Context: an optimization exercise on an open-source flow, tuned for small area. The choices shown serve that exercise and are no tape-out recipe.
RTL that was checked went through simulation tests only; none was proved equivalent to the original.
Not every run is shown, and edits may drop behaviour that the tests do not exercise.
For run 3, only the layout was checked, not whether the RTL still works.

--- flow/design.v: outline only ---
// module lms: 21859 lines
// module fir_adaptive: 35 lines
module fir_adaptive #(
    parameter NB_DATA   = 21,
    parameter NBF_DATA  = 20
)(
    input                       i_clk,
    input                       i_rst,
    input signed [NB_DATA-1:0]  i_mic2,
    input signed [NB_DATA-1:0]  i_mic1,
    input signed [NB_DATA-1:0]  i_mu,
    output signed [NB_DATA-1:0] o_filter
);
  // ...
==> flow/flow/run.sh <==
#!/bin/bash
# Own layout flow: the standard synthesis, then a netlist clean-up around the full
# adders, then the standard layout steps.
#  1. bash standard.sh synth            (the standard synthesis, unchanged)
#  2. fapol.py: every sky130 fa cell is self-dual, FA(~a,~b,~c) = ~FA(a,b,c); choose for
#     each fa cell whether it works on true or inverted signals so that the inverters
#     synthesis left between adders disappear (registers and ports untouched)
#  3. remap.tcl: Yosys/ABC (area mapping, abc_map_a.script) re-maps the logic between adders and registers (fa, ha and
#     flip-flop cells kept as they are) so remaining inverters merge into gates
#  4. bash standard.sh finish           (floorplan .. final, from the new netlist)
set -euo pipefail
W=$PWD
R=$W/orfs/results/$FLOW_PLATFORM/fir_adaptive/base
YOSYS=$FLOW_HOME/../tools/install/yosys/bin/yosys
LIB=$FLOW_HOME/platforms/$FLOW_PLATFORM/lib/sky130_fd_sc_hd__tt_025C_1v80.lib

bash standard.sh synth > $W/synth_standard.log 2>&1
cp $R/1_2_yosys.v $W/netlist_standard.v
python3 $W/flow/fapol.py $W/netlist_standard.v $W/netlist_fapol.v 0.3 > $W/fapol.log 2>&1
LIB=$LIB IN=$W/netlist_fapol.v OUT=$W/netlist_remap.v DONTUSE="$(cat $W/flow/dont_use.txt)" \
  ABCSCRIPT=$W/flow/abc_map_a.script \
  $YOSYS -c $W/flow/remap.tcl > $W/remap.log 2>&1
cp $W/netlist_remap.v $R/1_2_yosys.v
rm -f $R/1_synth.odb $R/1_synth.sdc
bash standard.sh finish > $W/layout.log 2>&1
==> flow/flow/abc_map_a.script <==
strash
dch
map -a
topo
stime -c
buffer -c
upsize -c
dnsize -c
==> flow/flow/dont_use.txt <==
sky130_fd_sc_hd__probe_p_8 sky130_fd_sc_hd__probec_p_8 sky130_fd_sc_hd__lpflow_bleeder_1 sky130_fd_sc_hd__lpflow_clkbufkapwr_1 sky130_fd_sc_hd__lpflow_clkbufkapwr_16 sky130_fd_sc_hd__lpflow_clkbufkapwr_2 sky130_fd_sc_hd__lpflow_clkbufkapwr_4 sky130_fd_sc_hd__lpflow_clkbufkapwr_8 sky130_fd_sc_hd__lpflow_clkinvkapwr_1 sky130_fd_sc_hd__lpflow_clkinvkapwr_16 sky130_fd_sc_hd__lpflow_clkinvkapwr_2 sky130_fd_sc_hd__lpflow_clkinvkapwr_4 sky130_fd_sc_hd__lpflow_clkinvkapwr_8 sky130_fd_sc_hd__lpflow_decapkapwr_12 sky130_fd_sc_hd__lpflow_decapkapwr_3 sky130_fd_sc_hd__lpflow_decapkapwr_4 sky130_fd_sc_hd__lpflow_decapkapwr_6 sky130_fd_sc_hd__lpflow_decapkapwr_8 sky130_fd_sc_hd__lpflow_inputiso0n_1 sky130_fd_sc_hd__lpflow_inputiso0p_1 sky130_fd_sc_hd__lpflow_inputiso1n_1 sky130_fd_sc_hd__lpflow_inputiso1p_1 sky130_fd_sc_hd__lpflow_inputisolatch_1 sky130_fd_sc_hd__lpflow_isobufsrc_1 sky130_fd_sc_hd__lpflow_isobufsrc_16 sky130_fd_sc_hd__lpflow_isobufsrc_2 sky130_fd_sc_hd__lpflow_isobufsrc_4 sky130_fd_sc_hd__lpflow_isobufsrc_8 sky130_fd_sc_hd__lpflow_isobufsrckapwr_16 sky130_fd_sc_hd__lpflow_lsbuf_lh_hl_isowell_tap_1 sky130_fd_sc_hd__lpflow_lsbuf_lh_hl_isowell_tap_2 sky130_fd_sc_hd__lpflow_lsbuf_lh_hl_isowell_tap_4 sky130_fd_sc_hd__lpflow_lsbuf_lh_isowell_4 sky130_fd_sc_hd__lpflow_lsbuf_lh_isowell_tap_1 sky130_fd_sc_hd__lpflow_lsbuf_lh_isowell_tap_2 sky130_fd_sc_hd__lpflow_lsbuf_lh_isowell_tap_4 sky130_fd_sc_hd__fill_1 sky130_fd_sc_hd__fill_2 sky130_fd_sc_hd__fill_4 sky130_fd_sc_hd__fill_8
==> flow/flow/fapol.py <==
#!/usr/bin/env python3
"""Remove inverters around full adders in a Yosys netlist.

A full adder is self-dual: FA(~a,~b,~c) = (~sum, ~cout). Synthesis leaves many
inverters between sky130 fa cells. This picks, for every fa cell, whether it
computes its outputs in true or inverted form so that as few nets as possible
need an inverter, then rewires the netlist. The function of the netlist is
unchanged; registers and ports are untouched.

usage: fapol.py IN.v OUT.v
"""
import re, sys
SOFT = 1.0
from collections import defaultdict

INV = re.compile(r'sky130_fd_sc_hd__(?:clk)?inv_\d+$')
FA = re.compile(r'sky130_fd_sc_hd__fa_\d+$')
OUTPINS = {'X', 'Y', 'Q', 'Q_N', 'SUM', 'COUT', 'HI', 'LO'}


def parse(text):
    """split module body into items: ('cell', type, name, [(pin, net)]) or ('raw', text)"""
    items = []
    pos = 0
    cell_re = re.compile(r'^\s*(sky130_fd_sc_hd__\w+)\s+(\S+)\s*\((.*?)\);\s*$', re.S | re.M)
    for m in cell_re.finditer(text):
        if m.start() > pos:
            items.append(('raw', text[pos:m.start()]))
        pins = re.findall(r'\.(\w+)\(\s*(.*?)\s*\)\s*(?:,|$)', m.group(3).strip(), re.S)
        items.append(('cell', m.group(1), m.group(2), pins))
        pos = m.end()
    items.append(('raw', text[pos:]))
    return items


def main(fin, fout):
    text = open(fin).read()
    items = parse(text)
    cells = [it for it in items if it[0] == 'cell']
    driver = {}      # net -> (cellindex, pin)
    for ci, (_, typ, name, pins) in enumerate(cells):
        for p, n in pins:
            if p in OUTPINS:
                driver[n] = ci
    # literal of a net: (base net, inverted) looking through inverter chains
    memo = {}
    def lit(n):
        if n in memo: return memo[n]
        b, inv = n, 0
        seen = 0
        while b in driver and INV.match(cells[driver[b]][1]) and seen < 50:
            a = dict(cells[driver[b]][3])['A']
            b, inv = a, inv ^ 1
            seen += 1
        memo[n] = (b, inv)
        return memo[n]

    fa_idx = [ci for ci, c in enumerate(cells) if FA.match(c[1])]
    isfa = set(fa_idx)
    flip = defaultdict(int)  # ci -> 0/1
    out_of = {}  # base net driven by FA output -> fa ci
    for ci in fa_idx:
        for p, n in cells[ci][3]:
            if p in ('SUM', 'COUT'):
                out_of[n] = ci
    # consumers: every non-inverter cell input pin (and inverters we cannot remove are
    # handled by leaving them in place)
    cons = defaultdict(list)  # base net -> list of (ci, pin, pol)
    for ci, (_, typ, name, pins) in enumerate(cells):
        if INV.match(typ): continue
        for p, n in pins:
            if p in OUTPINS: continue
            b, pol = lit(n)
            cons[b].append((ci, p, pol))
    # nets referenced outside cells (assigns, ports) keep their drivers as they are
    raw = '\n'.join(l for it in items if it[0] == 'raw' for l in it[1].split(';') if l.strip().startswith('assign'))

    HARD = re.compile(r'sky130_fd_sc_hd__(fa|ha|df|conb)')
    hard = [bool(HARD.match(c[1])) for c in cells]
    soft = SOFT

    def need_inv(b):
        fd = flip[out_of[b]] if b in out_of else 0
        hard_drv = (b not in driver) or hard[driver[b]]
        cost = 0.0
        for ci, p, pol in cons[b]:
            f = flip[ci] if ci in isfa else 0
            if pol ^ fd ^ f:
                if hard_drv and hard[ci]:
                    return 1.0
                cost = soft
        return cost

    def local_nets(ci):
        ns = set()
        for p, n in cells[ci][3]:
            if p in ('SUM', 'COUT'):
                ns.add(n)
            else:
                ns.add(lit(n)[0])
        return ns

    before = sum(need_inv(b) for b in cons)
    # parity union-find over FA->FA connections: satisfy as many as possible exactly
    par = {ci: ci for ci in fa_idx}
    rel = {ci: 0 for ci in fa_idx}   # parity relative to parent
    def find(x):
        path = []
        while par[x] != x:
            path.append(x)
            x = par[x]
        root = x
        # compress
        acc = 0
        for y in reversed(path):
            acc ^= rel[y]
        p = 0
        for y in path:
            r = rel[y]
            rel[y] = acc
            par[y] = root
            acc ^= r
        return root
    def parity(x):
        find(x)
        return rel[x] if par[x] != x else 0
    conflicts = 0
    for b, lst in cons.items():
        if b not in out_of: continue
        d = out_of[b]
        for ci, p, pol in lst:
            if ci not in isfa: continue
            rd, rc = find(d), find(ci)
            pd, pc = parity(d), parity(ci)
            if rd == rc:
                if pd ^ pc != pol: conflicts += 1
                continue
            par[rc] = rd
            rel[rc] = pd ^ pc ^ pol
    comps = defaultdict(list)
    for ci in fa_idx:
        r = find(ci)
        flip[ci] = parity(ci)
        comps[r].append(ci)
    # choose the polarity of every component
    for r, members in comps.items():
        ns = set()
        for ci in members:
            ns |= local_nets(ci)
        c0 = sum(need_inv(b) for b in ns)
        for ci in members: flip[ci] ^= 1
        c1 = sum(need_inv(b) for b in ns)
        if c1 >= c0:
            for ci in members: flip[ci] ^= 1
    print('uf conflicts %d, components %d' % (conflicts, len(comps)))
    improved = True
    rounds = 0
    while improved and rounds < 30:
        improved = False
        rounds += 1
        for ci in fa_idx:
            ns = local_nets(ci)
            c0 = sum(need_inv(b) for b in ns)
            flip[ci] ^= 1
            c1 = sum(need_inv(b) for b in ns)
            if c1 < c0:
                improved = True
            else:
                flip[ci] ^= 1
    after = sum(need_inv(b) for b in cons)

    # rewrite: for every non-inverter input pin connect to base net physical value,
    # through one shared inverter where needed
    newinv = {}
    extra = []
    def inv_of(b):
        if b not in newinv:
            k = len(newinv)
            w = '_fapol_%d_' % k
            newinv[b] = w
            extra.append((w, b))
        return newinv[b]

    newcells = []
    for ci, (_, typ, name, pins) in enumerate(cells):
        if INV.match(typ):
            newcells.append(None)  # decided later
            continue
        f = flip[ci] if ci in isfa else 0
        np = []
        for p, n in pins:
            if p in OUTPINS:
                np.append((p, n))
                continue
            b, pol = lit(n)
            fd = flip[out_of[b]] if b in out_of else 0
            if pol ^ fd ^ f:
                np.append((p, inv_of(b)))
            else:
                np.append((p, b))
        newcells.append(('cell', typ, name, np))

    # FA output nets now carry value ^ flip. Any remaining reader of such a net that we
    # did not rewire (assign statements, or kept inverters) must see the true value:
    # give them the true value through an inverter net if the driver was flipped.
    # Kept inverters: an inverter is kept if its output is referenced by raw text.
    used = set()
    for c in newcells:
        if c:
            for p, n in c[3]:
                used.add(n)
    keep_inv = []
    for ci, (_, typ, name, pins) in enumerate(cells):
        if not INV.match(typ): continue
        d = dict(pins)
        y = d['Y']
        if re.search(r'(?<![\w$\\])' + re.escape(y) + r'(?![\w\[])', raw):
            keep_inv.append(ci)
    # iterate: kept inverters read their A net; that net must carry its true value
    final = []
    fixups = {}
    for ci in keep_inv:
        typ, name, pins = cells[ci][1], cells[ci][2], cells[ci][3]
        d = dict(pins)
        b, pol = lit(d['A'])
        fd = flip[out_of[b]] if b in out_of else 0
        # Y must equal ~value(A) = ~(b ^ pol); physical b is b ^ fd
        # so Y = ~(phys ^ fd ^ pol): drive from phys if fd^pol==0 else from inv_of(b)... use buffer-free form
        src = b if (fd ^ pol) == 0 else inv_of(b)
        newcells[ci] = ('cell', typ, name, [('A', src), ('Y', d['Y'])])
    # raw references to FA outputs directly (e.g. assign o = fa_net) are not expected
    for b, ci in out_of.items():
        if flip[ci] and re.search(r'(?<![\w$\\])' + re.escape(b) + r'(?![\w\[])', raw):
            raise SystemExit('flipped FA output %s is referenced outside cells' % b)

    out = []
    wires = ''.join('  wire %s;\n' % w for w, b in extra)
    invs = ''.join('  sky130_fd_sc_hd__inv_1 _fapol_inv_%d_ (\n    .A(%s%s),\n    .Y(%s)\n  );\n'
                   % (i, b, ' ' if b.startswith('\\') else '', w) for i, (w, b) in enumerate(extra))
    k = 0
    first_cell = True
    for it in items:
        if it[0] == 'raw':
            out.append(it[1])
            continue
        c = newcells[k]; k += 1
        if first_cell:
            out.append(wires)
            first_cell = False
        if c is None:
            continue
        _, typ, name, pins = c
        out.append('  %s %s (\n%s\n  );' % (typ, name, ',\n'.join('    .%s(%s%s)' % (p, n, ' ' if n.startswith('\\') else '') for p, n in pins)))
    txt = ''.join(out)
    txt = txt.replace('endmodule', invs + 'endmodule', 1) if txt.count('endmodule') == 1 else txt
    open(fout, 'w').write(txt)
    ninv_old = sum(1 for c in cells if INV.match(c[1]))
    ninv_new = len(extra) + len(keep_inv)
    print('fa cells %d, flipped %d, rounds %d; inverters %d -> %d (needed nets %.0f -> %.0f)' %
          (len(fa_idx), sum(flip[c] for c in fa_idx), rounds, ninv_old, ninv_new, before, after))


if __name__ == '__main__':
    if len(sys.argv) > 3:
        SOFT = float(sys.argv[3])
    main(sys.argv[1], sys.argv[2])
==> flow/flow/remap.tcl <==
# usage: yosys -c remap.ys.tcl  (env: LIB, IN, OUT, DONTUSE, ABCSCRIPT)
yosys -import
set lib $::env(LIB)
read_liberty -ignore_miss_func $lib
set keep {}
foreach m [split [string trim [tee -q -s result.string select -list-mod =sky130_fd_sc_hd__fa_* =sky130_fd_sc_hd__ha_* =sky130_fd_sc_hd__df* =sky130_fd_sc_hd__conb_*]] "\n"] { lappend keep $m }
foreach m $keep { blackbox $m }
read_verilog $::env(IN)
hierarchy -top fir_adaptive
flatten
opt_clean -purge
set du {}
foreach c [split [string trim $::env(DONTUSE)]] { lappend du -dont_use $c }
abc -liberty $lib {*}$du -script $::env(ABCSCRIPT)
opt_clean -purge
splitnets
opt_clean -purge
hilomap -singleton -hicell sky130_fd_sc_hd__conb_1 HI -locell sky130_fd_sc_hd__conb_1 LO
insbuf -buf sky130_fd_sc_hd__buf_4 A X
tee -o $::env(OUT).stat stat -liberty $lib
write_verilog -noattr -nohex -nodec $::env(OUT)
==> flow/standard.sh <==
#!/bin/bash
# synth_recipe.tcl (not shown) runs the flow's synth.tcl, then flattens the netlist and writes it again
# the make line also repeats each setting of config.mk as NAME=value (left out here)
make -C /OpenROAD-flow-scripts/flow DESIGN_CONFIG=/design/flow/config.mk WORK_HOME=/design/flow/orfs CLKGATE_MAP_FILE= SYNTH_SCRIPT=/design/flow/synth_recipe.tcl "${@:-finish}"
==> flow/config.mk <==
export PLATFORM = sky130hd
export DESIGN_NAME = fir_adaptive
export DESIGN_NICKNAME = fir_adaptive
export VERILOG_FILES = /design/flow/design.v
export SDC_FILE = /design/flow/constraint.sdc
export NUM_CORES = 4
export LEC_CHECK = 0
export ABC_AREA = 1
export CAP_MARGIN = 20
export CORE_MARGIN = 2
export CORE_UTILIZATION = 25
export PLACE_DENSITY = 0.35
export SLEW_MARGIN = 20
==> flow/constraint.sdc <==
create_clock -name core_clock -period 35.0 [get_ports {i_clk}]
set_input_delay 7.0000 -clock core_clock [delete_from_list [all_inputs] [get_ports {i_clk}]]
set_output_delay 7.0000 -clock core_clock [all_outputs]
set_load 0.01 [all_outputs]
Fig. 1: run 1, wires at chosen ports, followed through buffers
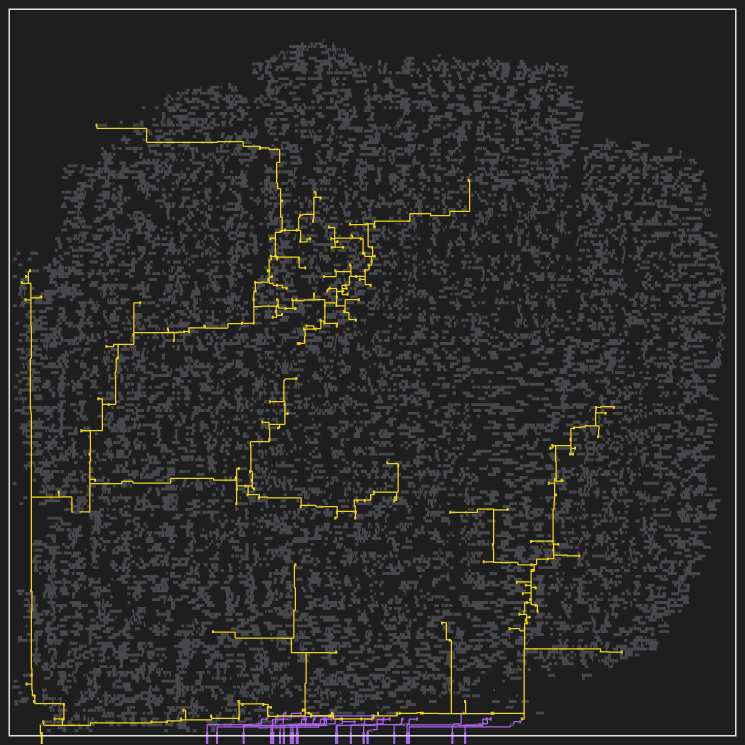
[purple] `i_mic2` | bits: 21 | direction: input | end cells: 21 | wire: 1,090 um
[yellow] `i_rst` | bits: 1 | direction: input | end cells: 218 | wire: 4,690 um
number of port buffers: 85
I/O pin count: 86

Fig. 2: run 1, I/O pins on the die edge
Pins as bars across the die edge, other pins in grey.
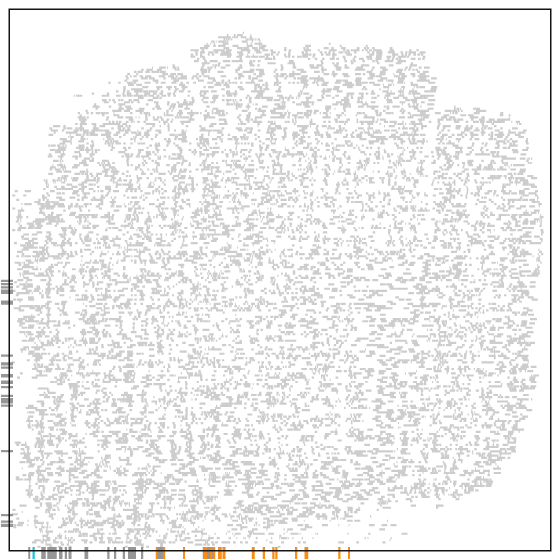
[cyan] `i_rst` | pins: 1 | direction: input | edge: south
[orange] `i_mic2` | pins: 21 | direction: input | edge: south
Die W: 677.4 um
die boundary height: 677.4 um

Fig. 3: run 1, placed cells, one colour a class
Fill, decap, tap and diode cells in grey.
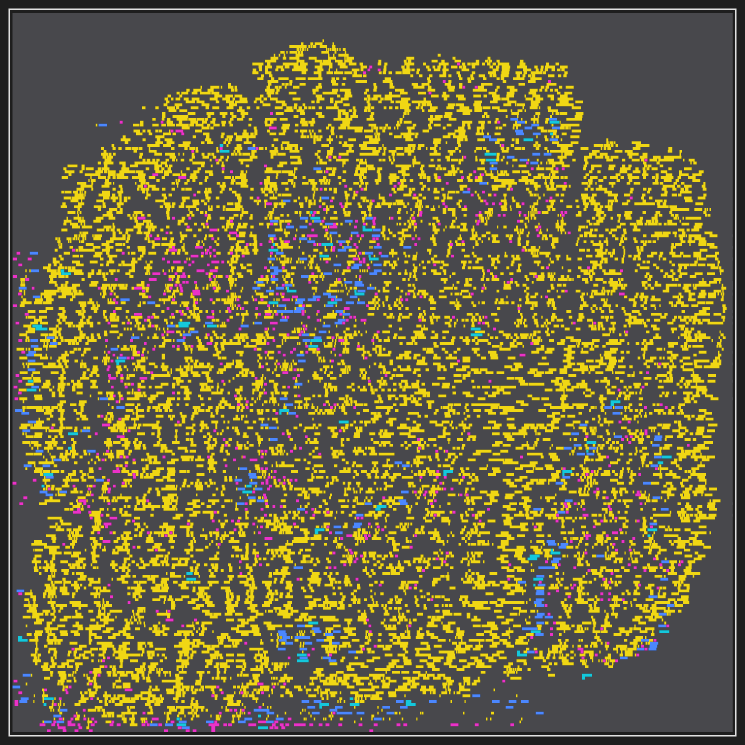
[yellow] all other logic | cells: 11,080
[cyan] clock drivers and dummy loads | cells: 94
[magenta] other buffers and delay cells | cells: 880
[blue] flops | cells: 298

==> results.txt, run 1 <==
outcome - finished clean
Worst Hold Class - flop to flop
CP peak stage delay - 0.90 ns
NumNets Final - 14,670
clock tree root buffer cell - clkbuf_16
CP top delay family - adder cells
Synth Area per Inst - 9.027 um^2
number of violations of the max-capacitance limit - 0
DRT iter0 DRCs - 21,660
Hold Fails Final Rpt - 0
CP required - 35.71 ns
multi-input gate area in the final layout - 99,880 um^2
CTS max path bufs - 3
number of core rows - 247
DRT Wirelength - 916,700 um
FILL cells - 48,280
Max Freq - 29.45 MHz
largest net degree at the start of global routing - 126
final setup TNS - 0 ns
syn_nets - 14,920
CP endpoint kind - flop
register area - 6048 um^2
peak fanout along the critical path - 40
Finish-stage setup viols - 0
Tmin final - 33.95 ns
metal3 WL - 131,800 um
antenna violations before repair - 123
Setup crit start kind - flop
hpwl dp - 671,700 um
drt first pass iters - 9
slowest stage cell, crit path - dfxtp_1
WL met1 - 341,100 um
wire length per cell - 49.79 um
worst reg2reg path depth - 104
Worst-path clk slew - 0.06 ns
CTS Buf Count - 51
# H-tree levels - 2
clk sinks - 298
CP arrival - 34.67 ns
Final Max Tran Viols - 0
RePlAce Congestion - 1.068
clk_skew - 0.07435 ns
number of vias per cell - 6.780
RSZ-0062 raised after global routing - false
first-pass GRT wire length - 1,200,000 um
share of cells above drive strength 1 - 0.09942
grt total ovfl - 0
met2 routed WL - 363,500 um
Total GRT Usage - 0.3851
mapped cell area - 113,400 um^2
core area - 452,100 um^2
Post-Syn Instances - 12,560
number of global-route vias before repair - 123,200
worst skew pair latency - 0.87 ns
DRC Markers - 0
CTS tree - done
Die Footprint - 458,900 um^2
Max Used Layer - met5
Rel. slew slack - 0.1084
Bufs and invs on worst path - 11
antenna-violating nets left - 0
most used cell, CP - fa_1
Via Count - 124,800
CTS Hold Bufs - 0
cell depth of the worst setup path - 104
worst-margin pin slew - 1.336 ns
yosys warns - 1
Final period util - 0.9700
critical path class - flop to flop
hold depth - 2
flop-to-flop setup slack - 1.05 ns
synth-to-layout area growth - 11.48%
Initial Util - 0.2508
-- run 1: metrics by stage --
stage | cell area [um^2] | std cells | util | hold slack [ns] | worst slack [ns]
after floorplan | 113400 | 12560 | - | 0.6254 | 3.523
after global placement | 124200 | 18230 | 0.2747 | 0.6890 | 0.2830
after detailed placement | 124300 | 18230 | 0.2749 | 0.7172 | 1.291
after CTS | 126100 | 18320 | 0.2789 | 0.7309 | 1.087
after global routing | 126200 | 18340 | 0.2792 | 0.7563 | 0.1905
final | 126400 | 18410 | 0.2796 | 0.7910 | 1.048
-- run 1: cells in the final DEF (no fill, tap or decap), types with 83 or more instances in the layout --
cell	n
a21oi_1	440
a221oi_1	318
a22oi_1	1113
buf_4	754
clkdlybuf4s50_1	83
clkinv_1	92
dfxtp_1	240
fa_1	1893
ha_1	394
inv_1	740
inv_2	87
nand2_1	456
nor2_1	480
o21ai_0	439
o221ai_1	1162
o22ai_1	868
xnor2_1	95
xor2_1	2140
-- run 1: metal layers --
metal,global-route usage,vias up
li1,-,45390
met1,0.4628,64530
met2,0.5343,11580
met3,0.1857,3281
met4,0.2696,46
met5,0.001770,-
-- run 1: area by class of cell --
type / count / share of cell area
Multi-Input combinational cell: 10120 / 0.7902
Tap cell: 5976 / 0.05916
Timing Repair Buffer: 880 / 0.05785
Sequential cell: 298 / 0.04785
Inverter: 956 / 0.02902
Clock buffer: 61 / 0.01096
Clock inverter: 33 / 0.003267
Antenna cell: 82 / 0.001623
Timing Repair inverter: 1 / 0.00005939
-- run 1: timing repair --
action | in CTS | in global routing
buffers inserted | 0 | 2
setup endpoints to repair | 0 | 54
resized for setup | 0 | 9
endpoints found under the hold margin | 0 | 0
-- run 1: worst register-to-register path: cells and delay by family, from the launching register on --
| kind | cells | cell delay, ns |
|---|---|---|
| fa+ha+maj | 42 | 18.10 |
| xor+xnor | 8 | 2.45 |
| flops | 1 | 0.90 |
| buf+inv | 11 | 2.87 |
| compound gates | 23 | 5.88 |
| simple gates | 20 | 3.59 |
Fig. 4: run 1, cell outlines without signal wires
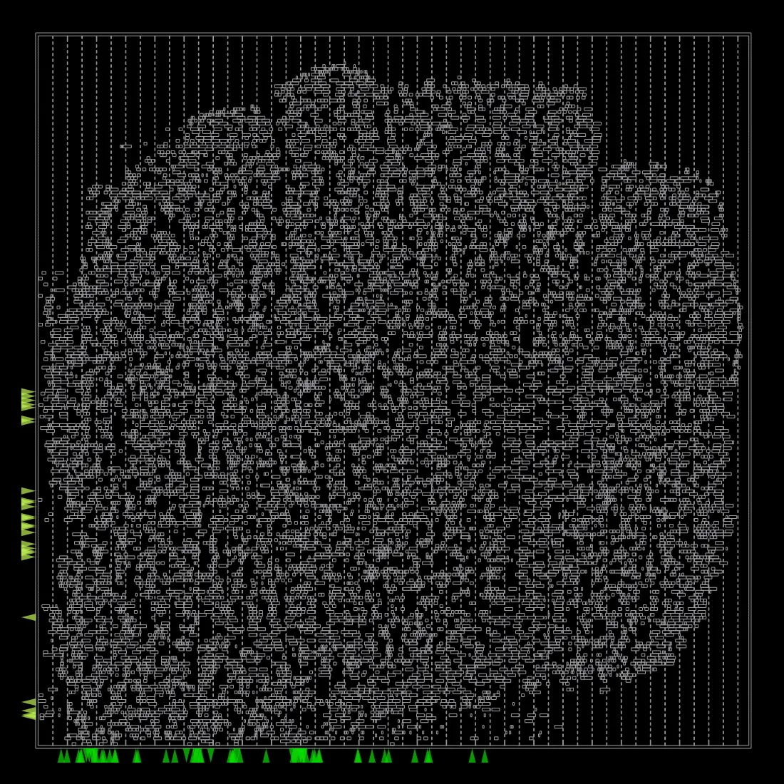

--- run 2 (diff from run 1) ---
==> flow/run.sh (new file) <==
#!/bin/bash
# synth_recipe.tcl (not shown) runs the flow's synth.tcl, then flattens the netlist and writes it again
# the make line also repeats each setting of config.mk as NAME=value (left out here)
make -C /OpenROAD-flow-scripts/flow DESIGN_CONFIG=/design/flow/config.mk WORK_HOME=/design/flow/orfs CLKGATE_MAP_FILE= SYNTH_SCRIPT=/design/flow/synth_recipe.tcl finish
removed: flow/flow/run.sh
removed: flow/flow/abc_map_a.script
removed: flow/flow/dont_use.txt
removed: flow/flow/fapol.py
removed: flow/flow/remap.tcl
removed: flow/standard.sh
Fig. 5: run 2, cell outlines without signal wires
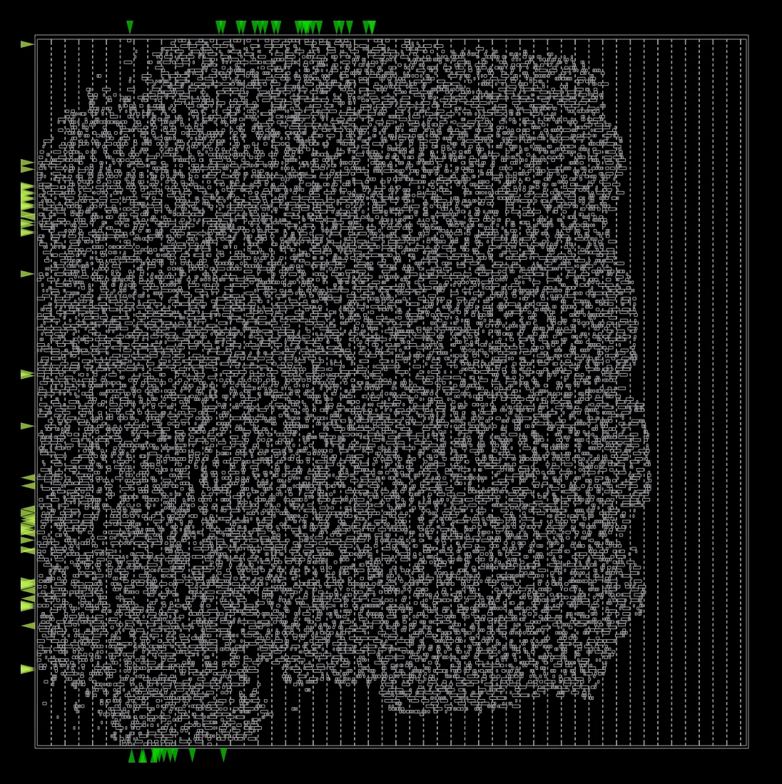
final instance count without filler cells: 23,270
flip-flop and latch count: 298
number of core rows: 260
FILL cells: 55,760

Fig. 6: run 2, placed cells, one colour a class
Fill, decap, tap and diode cells in grey.
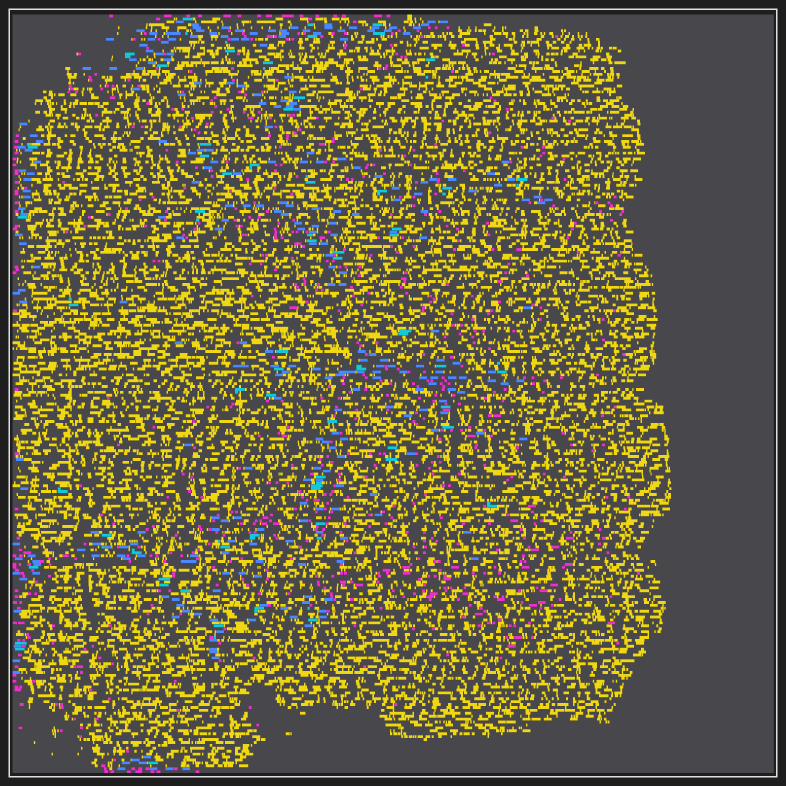
[cyan] clock drivers and dummy loads | cells: 92
[yellow] all other logic | cells: 15,340
[blue] flops | cells: 298
[magenta] other buffers and delay cells | cells: 813
Finished Cell Area: 137,100 um^2
Final Core Density: 0.2731

Fig. 7: run 2, M2 wires
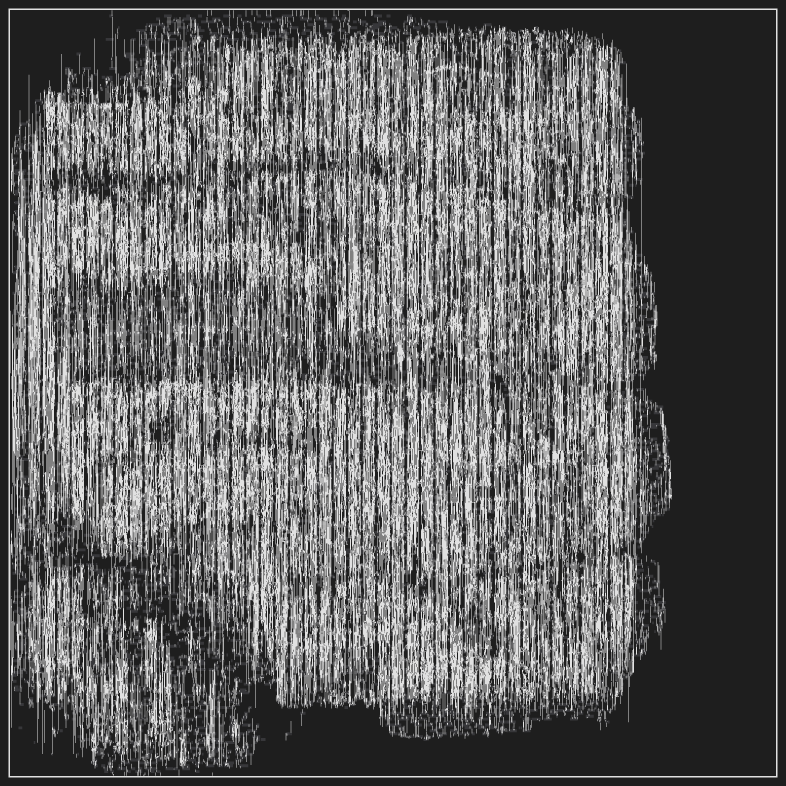
main direction: vertical
nets with wire on the layer: 14,119
longest straight run: 183 um

==> results.txt, run 2 <==
clk_skew - 0.1106 ns (was 0.07435 ns)
Max Freq - 30.77 MHz (was 29.45 MHz)
Via Count - 133,900 (was 124,800)
Setup crit start kind - flop (unchanged)
wire length per cell - 38.25 um (was 49.79 um)
clk sinks - 298 (unchanged)
hold depth - 2 (unchanged)
RSZ-0062 raised after global routing - false (unchanged)
Yosys top cell by area - fa_1
Seq/Total Area, Yosys - 0.04731
die boundary height - 714.2 um (was 677.4 um)
Rel. slew slack - 0.1554 (was 0.1084)
DRT Wirelength - 890,000 um (was 916,700 um)
CTS max path bufs - 3 (unchanged)
antenna violations before repair - 96 (was 123)
CP endpoint kind - flop (unchanged)
most common cell after layout, fill and taps aside - inv_1 (was xor2_1)
register area - 6067 um^2 (was 6048 um^2)
critical path class - flop to flop (unchanged)
Inst Count DP - 23,130 (was 18,230)
syn_nets - 19,690 (was 14,920)
CP peak stage delay - 1.23 ns (was 0.90 ns)
core area - 502,000 um^2 (was 452,100 um^2)
synth-to-layout area growth - 8.725% (was 11.48%)
Die W - 714.2 um (was 677.4 um)
peak fanout along the critical path - 60 (was 40)
mapped cell area - 126,100 um^2 (was 113,400 um^2)
flop-to-flop setup slack - 2.50 ns (was 1.05 ns)
Finish-stage setup viols - 0 (unchanged)
Tmin final - 32.50 ns (was 33.95 ns)
post-CTS setup buffers - 0 (unchanged)
pre-CTS setup slack - 2.828 ns (was 1.291 ns)
area share of the largest cell type after synthesis - 0.3015
most used cell, CP - fa_1 (unchanged)
largest net degree at the start of global routing - 108 (was 126)
Final period util - 0.9286 (was 0.9700)
grt total ovfl - 0 (unchanged)
antenna-violating nets left - 0 (unchanged)
Worst-path clk slew - 0.07 ns (was 0.06 ns)
outcome - finished clean (unchanged)
hpwl dp - 639,500 um (was 671,700 um)
CTS Buf Count - 50 (was 51)
# H-tree levels - 2 (unchanged)
CTS tree - done (unchanged)
final setup TNS - 0 ns (unchanged)
worst reg2reg path depth - 121 (was 104)
Cell variety after synth - 57
RePlAce Congestion - 0.9860 (was 1.068)
Die Footprint - 510,100 um^2 (was 458,900 um^2)
Hold Fails Final Rpt - 0 (unchanged)
Post-Syn Instances - 17,340 (was 12,560)
CTS Hold Bufs - 0 (unchanged)
Primary FF master, synth - dfxtp_1
Synth area leaders - fa_1 (30%), xor2_1 (15%), o21ai_0 (9.8%)
CP required - 35.68 ns (was 35.71 ns)
Total GRT Usage - 0.3383 (was 0.3851)
number of port buffers - 85 (unchanged)
worst-margin pin slew - 1.266 ns (was 1.336 ns)
synth cell count leaders - inv_1 (2,620), o21ai_0 (2,458), nand2_1 (2,290)
I/O pin count - 86 (unchanged)
count leader, synth - inv_1
number of global-route vias before repair - 131,000 (was 123,200)
slowest stage cell, crit path - fa_4 (was dfxtp_1)
number of vias per cell - 5.754 (was 6.780)
CP arrival - 33.19 ns (was 34.67 ns)
DRT iter0 DRCs - 19,580 (was 21,660)
DRC Markers - 0 (unchanged)
multi-input gate area in the final layout - 103,900 um^2 (was 99,880 um^2)
Final Max Tran Viols - 0 (unchanged)
yosys warns - 1 (unchanged)
Resize count post-CTS - 0 (unchanged)
most frequent cells in the layout - inv_1 (2,566), o21ai_0 (2,446), nand2_1 (2,277) (was xor2_1 (2,140), fa_1 (1,893), o221ai_1 (1,162))
drt first pass iters - 6 (was 9)
first-pass GRT wire length - 1,194,000 um (was 1,200,000 um)
share of cells above drive strength 1 - 0.07296 (was 0.09942)
setup slack after layout - 2.497 ns (was 1.048 ns)
Synth Area per Inst - 7.274 um^2 (was 9.027 um^2)
async set or reset register ratio after synthesis - 0
hold_ws - 0.8085 ns (was 0.7910 ns)
worst skew pair latency - 0.84 ns (was 0.87 ns)
Worst Hold Class - flop to flop (unchanged)
FF+latch count, synth - 298
number of violations of the max-capacitance limit - 0 (unchanged)
NumNets Final - 18,860 (was 14,670)
Initial Util - 0.2512 (was 0.2508)
number of flops mapped to enable cells by yosys - 0
clock tree root buffer cell - clkbuf_16 (unchanged)
## run 2: cell count changes in the layout (fill, tap and decap cells not counted), sizes merged, moves of 84 or more
| cell | previous run | this run |
|---|---|---|
| a21oi | 457 | 1328 |
| a221oi | 321 | 237 |
| a22oi | 1114 | 2 |
| inv | 848 | 2642 |
| nand2 | 466 | 2318 |
| nand3 | 24 | 130 |
| o2111ai | 4 | 124 |
| o21ai | 486 | 2459 |
| o221ai | 1162 | 244 |
| o22ai | 868 | 659 |
## run 2: worst max-delay path: cells and delay by family, from the launching register on
family | cells | cell delay, ns
AOI/OAI and AO/OA | 16 | 2.79
xor gates and xnor gates | 6 | 1.73
adders and majority gates | 42 | 16.98
buffers and inverters | 27 | 4.72
DFF | 1 | 0.89
and+or+nand+nor | 30 | 4.96
## run 2: layout make-up
type | instances | share of cell area
Antenna cell | 44 | 0.0008031
Clock buffer | 63 | 0.009993
Clock inverter | 29 | 0.003413
Inverter | 2695 | 0.07418
Multi-Input combinational cell | 12650 | 0.7577
Sequential cell | 298 | 0.04425
Tap cell | 6681 | 0.06097
Timing Repair Buffer | 813 | 0.04869
## run 2: cells by family after synthesis
logic type / count (synthesis) / share of synthesized area
buffers and inverters: 4393 / 0.1320
AND/OR/NAND/NOR: 2988 / 0.09327
multiplexers: 5 / 0.0003969
adder cells (fa/ha/maj): 2293 / 0.3406
flip-flops: 298 / 0.04731
AO/OA/AOI/OAI: 5125 / 0.2313
XOR/XNOR: 2234 / 0.1552
## run 2: metrics by stage
| step | util | area, um^2 |
|---|---|---|
| after floorplan | - | 126100 |
| after global placement | 0.2692 | 135100 |
| after detailed placement | 0.2692 | 135100 |
| after CTS | 0.2729 | 137000 |
| after global routing | 0.2730 | 137000 |
| final | 0.2731 | 137100 |
## run 2: per-layer routing
layer,wire [um],global-route usage
met4,77760,0.2474
met5,126,0.001980
met2,365100,0.4855
met1,351200,0.4349
met3,95820,0.09007
Fig. 8: run 2, I/O pins on the die edge
Pins as bars across the die edge, other pins in grey.
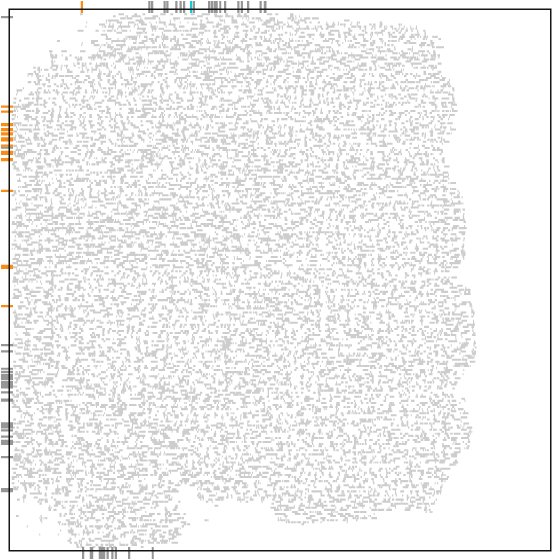

==> run 3: a larger rewrite; changed files in full <==
==> flow/design.v <==
`timescale 1ns/1ps
module SatTruncFP#(
    parameter	NB_IN  	= 32,
    parameter	NBF_IN	= 30,
    parameter	NB_OUT	= 16,
    parameter	NBF_OUT	= 15
)
(
    input [NB_IN-1:0]  	i_data,
    output [NB_OUT-1:0] o_data
);
localparam NBI_IN = NB_IN - NBF_IN;
localparam NBI_OUT = NB_OUT - NBF_OUT;
assign o_data = (i_data[(NB_IN-1) -: (NBI_IN-NBI_OUT+1)] == {(NBI_IN-NBI_OUT+1){i_data[NB_IN-1]}}) ? i_data[NBF_IN-NBF_OUT +: NB_OUT] :
																											 {i_data[(NB_IN-1)],{(NB_OUT-1){~i_data[NB_IN-1]}}};
endmodule
module lms #(
    parameter NB_DATA   = 21,
    parameter NBF_DATA  = 20
)(
    input i_clk,
    input i_rst,
    input signed [NB_DATA-1:0]  i_error,
    input signed [NB_DATA-1:0]  i_mic1_reg0,
    input signed [NB_DATA-1:0]  i_mic1_reg1,
    input signed [NB_DATA-1:0]  i_mic1_reg2,
    input signed [NB_DATA-1:0]  i_mic1_reg3,
    input signed [NB_DATA-1:0]  i_mu,
    output signed [NB_DATA-1:0] o_filter_coeff0,
    output signed [NB_DATA-1:0] o_filter_coeff1,
    output signed [NB_DATA-1:0] o_filter_coeff2,
    output signed [NB_DATA-1:0] o_filter_coeff3
);
localparam NBI_DATA = NB_DATA-NBF_DATA;
localparam NB_UXE   = 2*NB_DATA;         
localparam NB_PP    = 3*NB_DATA;         
localparam NBF_PP   = 3*NBF_DATA;
localparam NBI_PP   = NB_PP - NBF_PP;
localparam NB_PSUM  = NB_PP + 1;         
localparam NBF_PSUM = NBF_PP;
localparam NBI_PSUM = NB_PSUM-NBF_PSUM;
wire signed [NB_UXE-1:0]     uxe;
wire signed [NB_PP-1:0]     partial_prod    [3:0];
wire signed [NB_PSUM-1:0]   partial_sum     [3:0];
wire signed [NB_DATA-1:0]   trunc_sum       [3:0];
wire signed [NB_PP-1:0]     h_extended_sig  [3:0];
reg signed  [NB_DATA-1:0]   h               [3:0];
integer ii;
always @(posedge i_clk) begin
    if(i_rst) begin
        for(ii=0; ii<4; ii=ii+1)
            h[ii] <= {NB_DATA{1'b0}};
    end else begin
        for(ii=0; ii<4; ii=ii+1)
            h[ii]    <= trunc_sum[ii];
    end
end
assign uxe              = i_error * i_mu;   
assign partial_prod[0]  = uxe * i_mic1_reg0;    
assign partial_prod[1]  = uxe * i_mic1_reg1;    
assign partial_prod[2]  = uxe * i_mic1_reg2;    
assign partial_prod[3]  = uxe * i_mic1_reg3;    
assign partial_sum[0]   = partial_prod[0] + h_extended_sig[0];  
assign partial_sum[1]   = partial_prod[1] + h_extended_sig[1];  
assign partial_sum[2]   = partial_prod[2] + h_extended_sig[2];  
assign partial_sum[3]   = partial_prod[3] + h_extended_sig[3];  
assign o_filter_coeff0 = h[0];
assign o_filter_coeff1 = h[1];
assign o_filter_coeff2 = h[2];
assign o_filter_coeff3 = h[3];
generate
    genvar jj;
    for (jj=0; jj<4; jj=jj+1) begin
        assign h_extended_sig[jj] = $signed({{NBI_PP-NBI_DATA{h[jj][NB_DATA-1]}}, h[jj], {NBF_PP-NBF_DATA{1'b0}}});
        SatTruncFP #(
            .NB_IN(NB_PSUM),     
            .NBF_IN(NBF_PSUM),   
            .NB_OUT(NB_DATA),     
            .NBF_OUT(NBF_DATA)    
        ) sat_sum (
            .i_data(partial_sum[jj]),
            .o_data(trunc_sum[jj])
        );
    end
endgenerate
endmodule
module fir_adaptive #(
    parameter NB_DATA   = 21,
    parameter NBF_DATA  = 20
)(
    input                       i_clk,
    input                       i_rst,
    input signed [NB_DATA-1:0]  i_mic2,
    input signed [NB_DATA-1:0]  i_mic1,
    input signed [NB_DATA-1:0]  i_mu,
    output signed [NB_DATA-1:0] o_filter
);
localparam NBI_DATA     = NB_DATA-NBF_DATA;
localparam NB_PP        = 2*NB_DATA;             
localparam NBF_PP       = 2*NBF_DATA;           
localparam NB_PSUM1     = NB_PP + 1;             
localparam NB_PSUM2     = NB_PSUM1 + 1;          
localparam NBF_PSUM2    = NBF_PP;
localparam NBI_PSUM2    = NB_PSUM2-NBF_PSUM2;
localparam NB_PSUM3     = NB_PSUM2 +1;           
localparam NBF_PSUM3    = NBF_PSUM2;
reg signed [NB_DATA-1:0]    mic1_shift_reg  [3:0];
reg signed [NB_DATA-1:0]    mic2_in;
reg signed [NB_DATA-1:0]    filter_out;
wire signed [NB_DATA-1:0]   filter_coeff    [3:0];
wire signed [NB_PP-1:0]     partial_prod    [3:0];
wire signed [NB_PSUM1-1:0]  partial_sum1    [1:0];
wire signed [NB_PSUM2-1:0]  partial_sum2;
wire signed [NB_PSUM3-1:0]  partial_sum3;
wire signed [NB_DATA-1:0]   trunc_sum3;
wire signed [NB_PSUM2-1:0]  mic2_in_extended;
always @(posedge i_clk) begin
    if(i_rst) begin
        filter_out          <= {NB_DATA{1'b0}};
        mic2_in             <= {NB_DATA{1'b0}};
        mic1_shift_reg[0]   <= {NB_DATA{1'b0}};
        mic1_shift_reg[1]   <= {NB_DATA{1'b0}};
        mic1_shift_reg[2]   <= {NB_DATA{1'b0}};
        mic1_shift_reg[3]   <= {NB_DATA{1'b0}};
    end else begin
        filter_out          <= trunc_sum3;
        mic2_in             <= i_mic2;
        mic1_shift_reg[0]   <= i_mic1;
        mic1_shift_reg[1]   <= mic1_shift_reg[0];
        mic1_shift_reg[2]   <= mic1_shift_reg[1];
        mic1_shift_reg[3]   <= mic1_shift_reg[2];
    end
end
assign partial_prod [0]     = mic1_shift_reg[0] * filter_coeff[0];   
assign partial_prod [1]     = mic1_shift_reg[1] * filter_coeff[1];   
assign partial_prod [2]     = mic1_shift_reg[2] * filter_coeff[2];   
assign partial_prod [3]     = mic1_shift_reg[3] * filter_coeff[3];   
assign partial_sum1[0]      = partial_prod[0] + partial_prod[1];     
assign partial_sum1[1]      = partial_prod[2] + partial_prod[3];     
assign partial_sum2         = partial_sum1[0] + partial_sum1[1];     
assign mic2_in_extended     = $signed({{NBI_PSUM2-NBI_DATA{mic2_in[NB_DATA-1]}}, mic2_in, {NBF_PSUM2-NBF_DATA{1'b0}}});
assign partial_sum3         = mic2_in_extended - partial_sum2;       
assign o_filter   = filter_out;
lms #(
    .NB_DATA(NB_DATA),
    .NBF_DATA(NBF_DATA)
) u_lms (
    .i_clk(i_clk),
    .i_rst(i_rst),
    .i_error(trunc_sum3),
    .i_mu(i_mu),
    .i_mic1_reg0(mic1_shift_reg[0]),
    .i_mic1_reg1(mic1_shift_reg[1]),
    .i_mic1_reg2(mic1_shift_reg[2]),
    .i_mic1_reg3(mic1_shift_reg[3]),
    .o_filter_coeff0(filter_coeff[0]),
    .o_filter_coeff1(filter_coeff[1]),
    .o_filter_coeff2(filter_coeff[2]),
    .o_filter_coeff3(filter_coeff[3])
);
generate
        SatTruncFP #(
            .NB_IN(NB_PSUM3),    
            .NBF_IN(NBF_PSUM3),  
            .NB_OUT(NB_DATA),     
            .NBF_OUT(NBF_DATA)    
        ) sum_trunc1 (
            .i_data(partial_sum3),
            .o_data(trunc_sum3)
        );
endgenerate
endmodule
==> flow/config.mk <==
export PLATFORM = sky130hd
export DESIGN_NAME = fir_adaptive
export DESIGN_NICKNAME = fir_adaptive
export VERILOG_FILES = /design/flow/design.v
export SDC_FILE = /design/flow/constraint.sdc
export NUM_CORES = 4
export LEC_CHECK = 0
export CAP_MARGIN = 20
export CORE_MARGIN = 2
export CORE_UTILIZATION = 40
export SLEW_MARGIN = 20
Fig. 9: run 3, I/O pins on the die edge
Pins as bars across the die edge, other pins in grey.
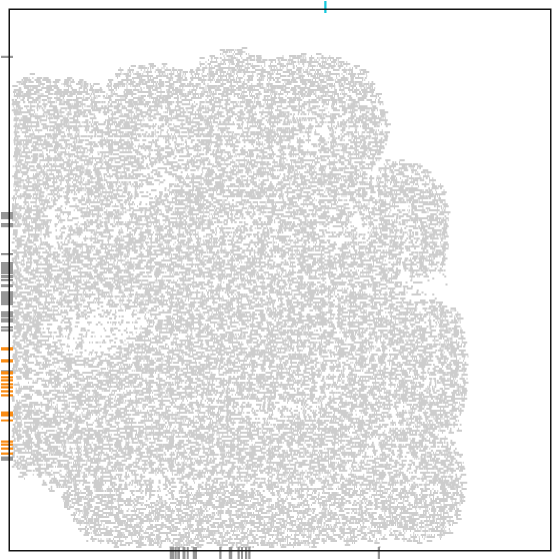
[cyan] `i_rst` | pins: 1 | direction: input | edge: north
[orange] `i_mic2` | pins: 21 | direction: input | edge: west

Fig. 10: run 3, cell outlines without signal wires
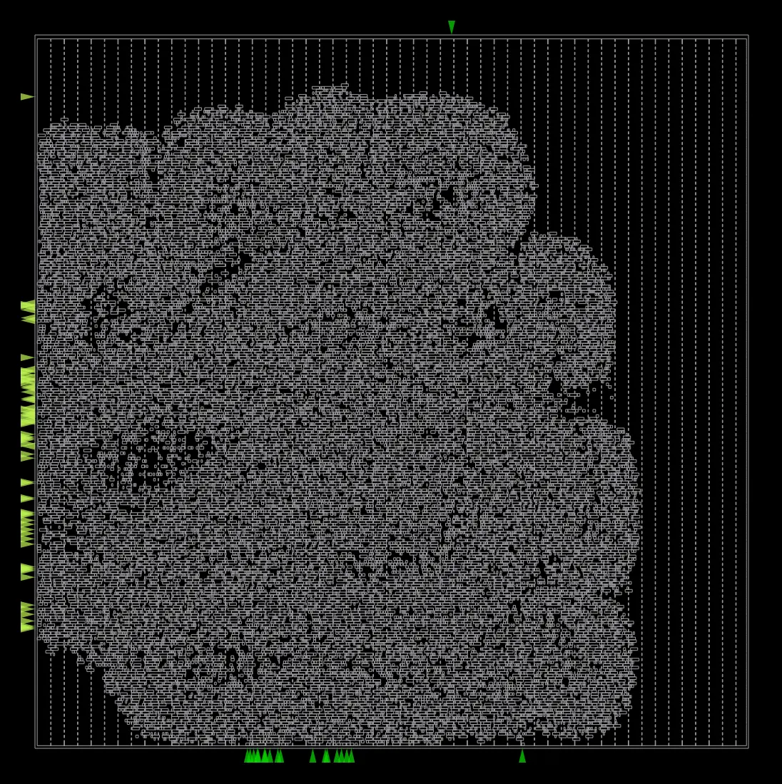
Seq area share: 0.01942
core area: 529,200 um^2
flip-flop and latch count: 210
FILL cells: 52,590

==> results.txt, run 3 <==
hold depth - 1 (was 2)
Rel. slew slack - 0.1050 (was 0.1554)
Final Core Density - 0.4196 (was 0.2731)
die boundary height - 733.0 um (was 714.2 um)
antenna-violating nets left - 0 (unchanged)
outcome - finished clean (unchanged)
Max Freq - 34.43 MHz (was 30.77 MHz)
CTS Buf Count - 37 (was 50)
yosys warns - 6 (was 1)
Seq/Total Area, Yosys - 0.01978 (was 0.04731)
Initial Util - 0.4017 (was 0.2512)
Yosys top cell by area - fa_1 (unchanged)
syn_nets - 30,730 (was 19,690)
Hold Fails Final Rpt - 0 (unchanged)
Post-Syn Instances - 23,340 (was 17,340)
I/O pin count - 86 (unchanged)
CP peak stage delay - 0.88 ns (was 1.23 ns)
Die Footprint - 537,200 um^2 (was 510,100 um^2)
setup slack after layout - 5.953 ns (was 2.497 ns)
critical path class - flop to flop (unchanged)
slowest stage cell, crit path - fa_1 (was fa_4)
synth cell count leaders - inv_1 (6,694), fa_1 (6,241), nand2_1 (3,707) (was inv_1 (2,620), o21ai_0 (2,458), nand2_1 (2,290))
CP endpoint kind - flop (unchanged)
hpwl dp - 518,000 um (was 639,500 um)
Tmin final - 29.05 ns (was 32.50 ns)
most used cell, CP - fa_1 (unchanged)
clk_skew - 0.05290 ns (was 0.1106 ns)
pre-CTS setup slack - 6.300 ns (was 2.828 ns)
largest net degree at the start of global routing - 85 (was 108)
Final period util - 0.8299 (was 0.9286)
# H-tree levels - 2 (unchanged)
antenna violations before repair - 37 (was 96)
Inst Count DP - 29,470 (was 23,130)
post-CTS setup buffers - 0 (unchanged)
final setup TNS - 0 ns (unchanged)
number of violations of the max-capacitance limit - 0 (unchanged)
NumNets Final - 29,910 (was 18,860)
CTS max path bufs - 3 (unchanged)
CTS tree - done (unchanged)
DRT iter0 DRCs - 10,580 (was 19,580)
RSZ-0062 raised after global routing - false (unchanged)
Synth area leaders - fa_1 (59%), inv_1 (12%), nand2_1 (6.5%) (was fa_1 (30%), xor2_1 (15%), o21ai_0 (9.8%))
number of port buffers - 85 (unchanged)
number of flops mapped to enable cells by yosys - 0 (unchanged)
clock tree root buffer cell - clkbuf_16 (unchanged)
CP required - 35.65 ns (was 35.68 ns)
FF+latch count, synth - 210 (was 298)
wire length per cell - 22.09 um (was 38.25 um)
grt total ovfl - 0 (unchanged)
final instance count without filler cells - 29,560 (was 23,270)
Synth Area per Inst - 9.108 um^2 (was 7.274 um^2)
count leader, synth - inv_1 (unchanged)
first-pass GRT wire length - 1,025,000 um (was 1,194,000 um)
synth-to-layout area growth - 4.458% (was 8.725%)
Cell variety after synth - 96 (was 57)
Setup crit start kind - flop (unchanged)
async set or reset register ratio after synthesis - 0 (unchanged)
peak fanout along the critical path - 44 (was 60)
mapped cell area - 212,600 um^2 (was 126,100 um^2)
Worst Hold Class - flop to flop (unchanged)
most frequent cells in the layout - inv_1 (6,693), fa_1 (6,240), nand2_1 (3,706) (was inv_1 (2,566), o21ai_0 (2,446), nand2_1 (2,277))
number of vias per cell - 5.110 (was 5.754)
worst reg2reg path depth - 91 (was 121)
drt first pass iters - 6 (unchanged)
CTS Hold Bufs - 0 (unchanged)
clk sinks - 210 (was 298)
RePlAce Congestion - 0.9546 (was 0.9860)
Fig. 11: run 3, M2 wires
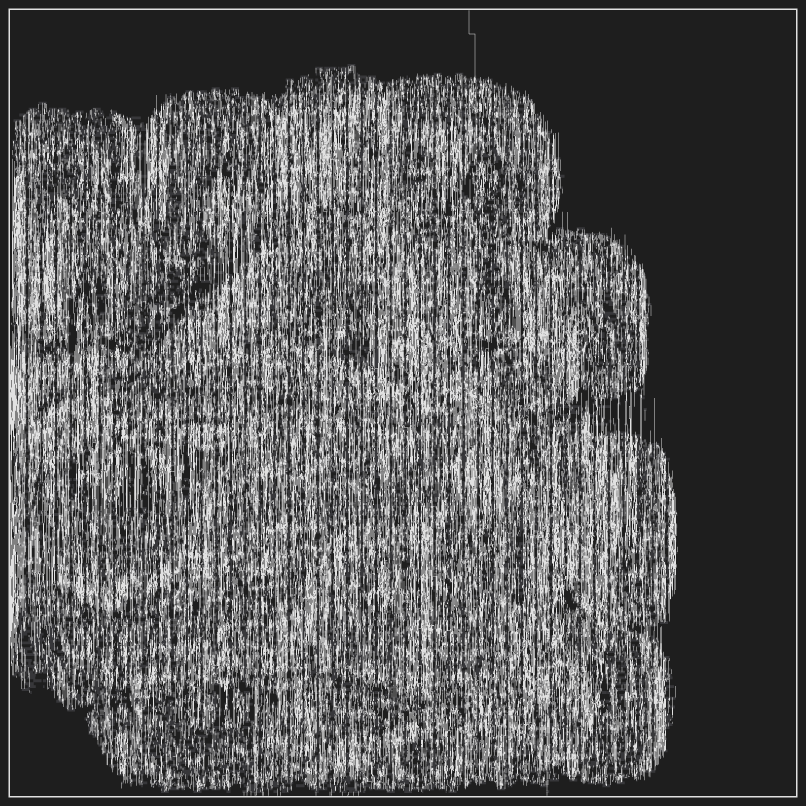
share of all routed wire: 48%
longest straight run: 159 um
main direction: vertical
nets with wire on the layer: 25,843
wire length on this layer: 316 mm
Via Count: 151,100
DRT Wirelength: 653,000 um
GR met2 Demand/Resource: 0.4231

run 3: cell type report:
cell class / count / area (um^2)
tap: 6994 / 8751
inverter: 6698 / 25140
clock inverter: 26 / 325.3
sequential: 210 / 4313
multi-input combinational: 15120 / 178800
fill: 52590 / 307100
antenna: 23 / 57.56
timing repair buffer: 445 / 3601
clock buffer: 42 / 1007
run 3: stage by stage:
stage	instance area [um^2]	hold WS, ns
after floorplan	212600	0.5149
after global placement	220500	0.4456
after detailed placement	220600	0.4636
after CTS	222000	0.4691
after global routing	222000	0.4722
final	222000	0.4689
run 3: worst max-delay path: cells and delay by family, from the launching register on:
kind | cells | cell delay, ns
xor+xnor | 2 | 0.38
flops | 1 | 0.31
compound gates | 22 | 5.83
fa+ha+maj | 27 | 12.74
buf+inv | 24 | 4.31
simple gates | 16 | 5.06
run 3: cell families after synthesis:
family                   share of synthesized area
buffers and inverters                       0.1415
adder cells (fa/ha/maj)                     0.6519
AND/OR/NAND/NOR                             0.1445
AO/OA/AOI/OAI                              0.03256
XOR/XNOR                                  0.009230
flip-flops                                 0.01978
multiplexers                             0.0005121
other                                   0.00001764
run 3: metal layers:
layer / vias up / track usage / share of wire
li1: 63430 / - / -
met3: 1145 / 0.04657 / 0.081
met1: 80750 / 0.3231 / 0.39
met4: 14 / 0.09364 / 0.045
met2: 5741 / 0.4231 / 0.48
met5: - / 0 / 0.00012

-- afterwards: timing with drivers on the ports --
No port has a modelled driver above. Below, the same layouts with a new extraction and two added sets of constraints. Step 1 sets driving cells, clkbuf_16 on the clock port and buf_2 on the other inputs (assumed; they add their load-dependent delay and slew). Step 2 moves the port delays by t, midway between the first and last clock arrival at a register: inputs arrive t later, outputs are due t later. That takes back most of the time a late clock gives input paths. Three values: no drivers, after step 1, after step 2; two values: the first two.
run	t (ns)	setup slack, ns	hold WS [ns]
run 1	0.960	1.048 / 1.048 / 1.048	0.791 / 0.791 / 0.791
run 2	0.898	2.497 / 2.497 / 2.497	0.809 / 0.809 / 0.809
run 3	0.827	5.953 / 5.953 / 5.953	0.469 / 0.469 / 0.469
After both steps setup and hold are still met in every run listed.
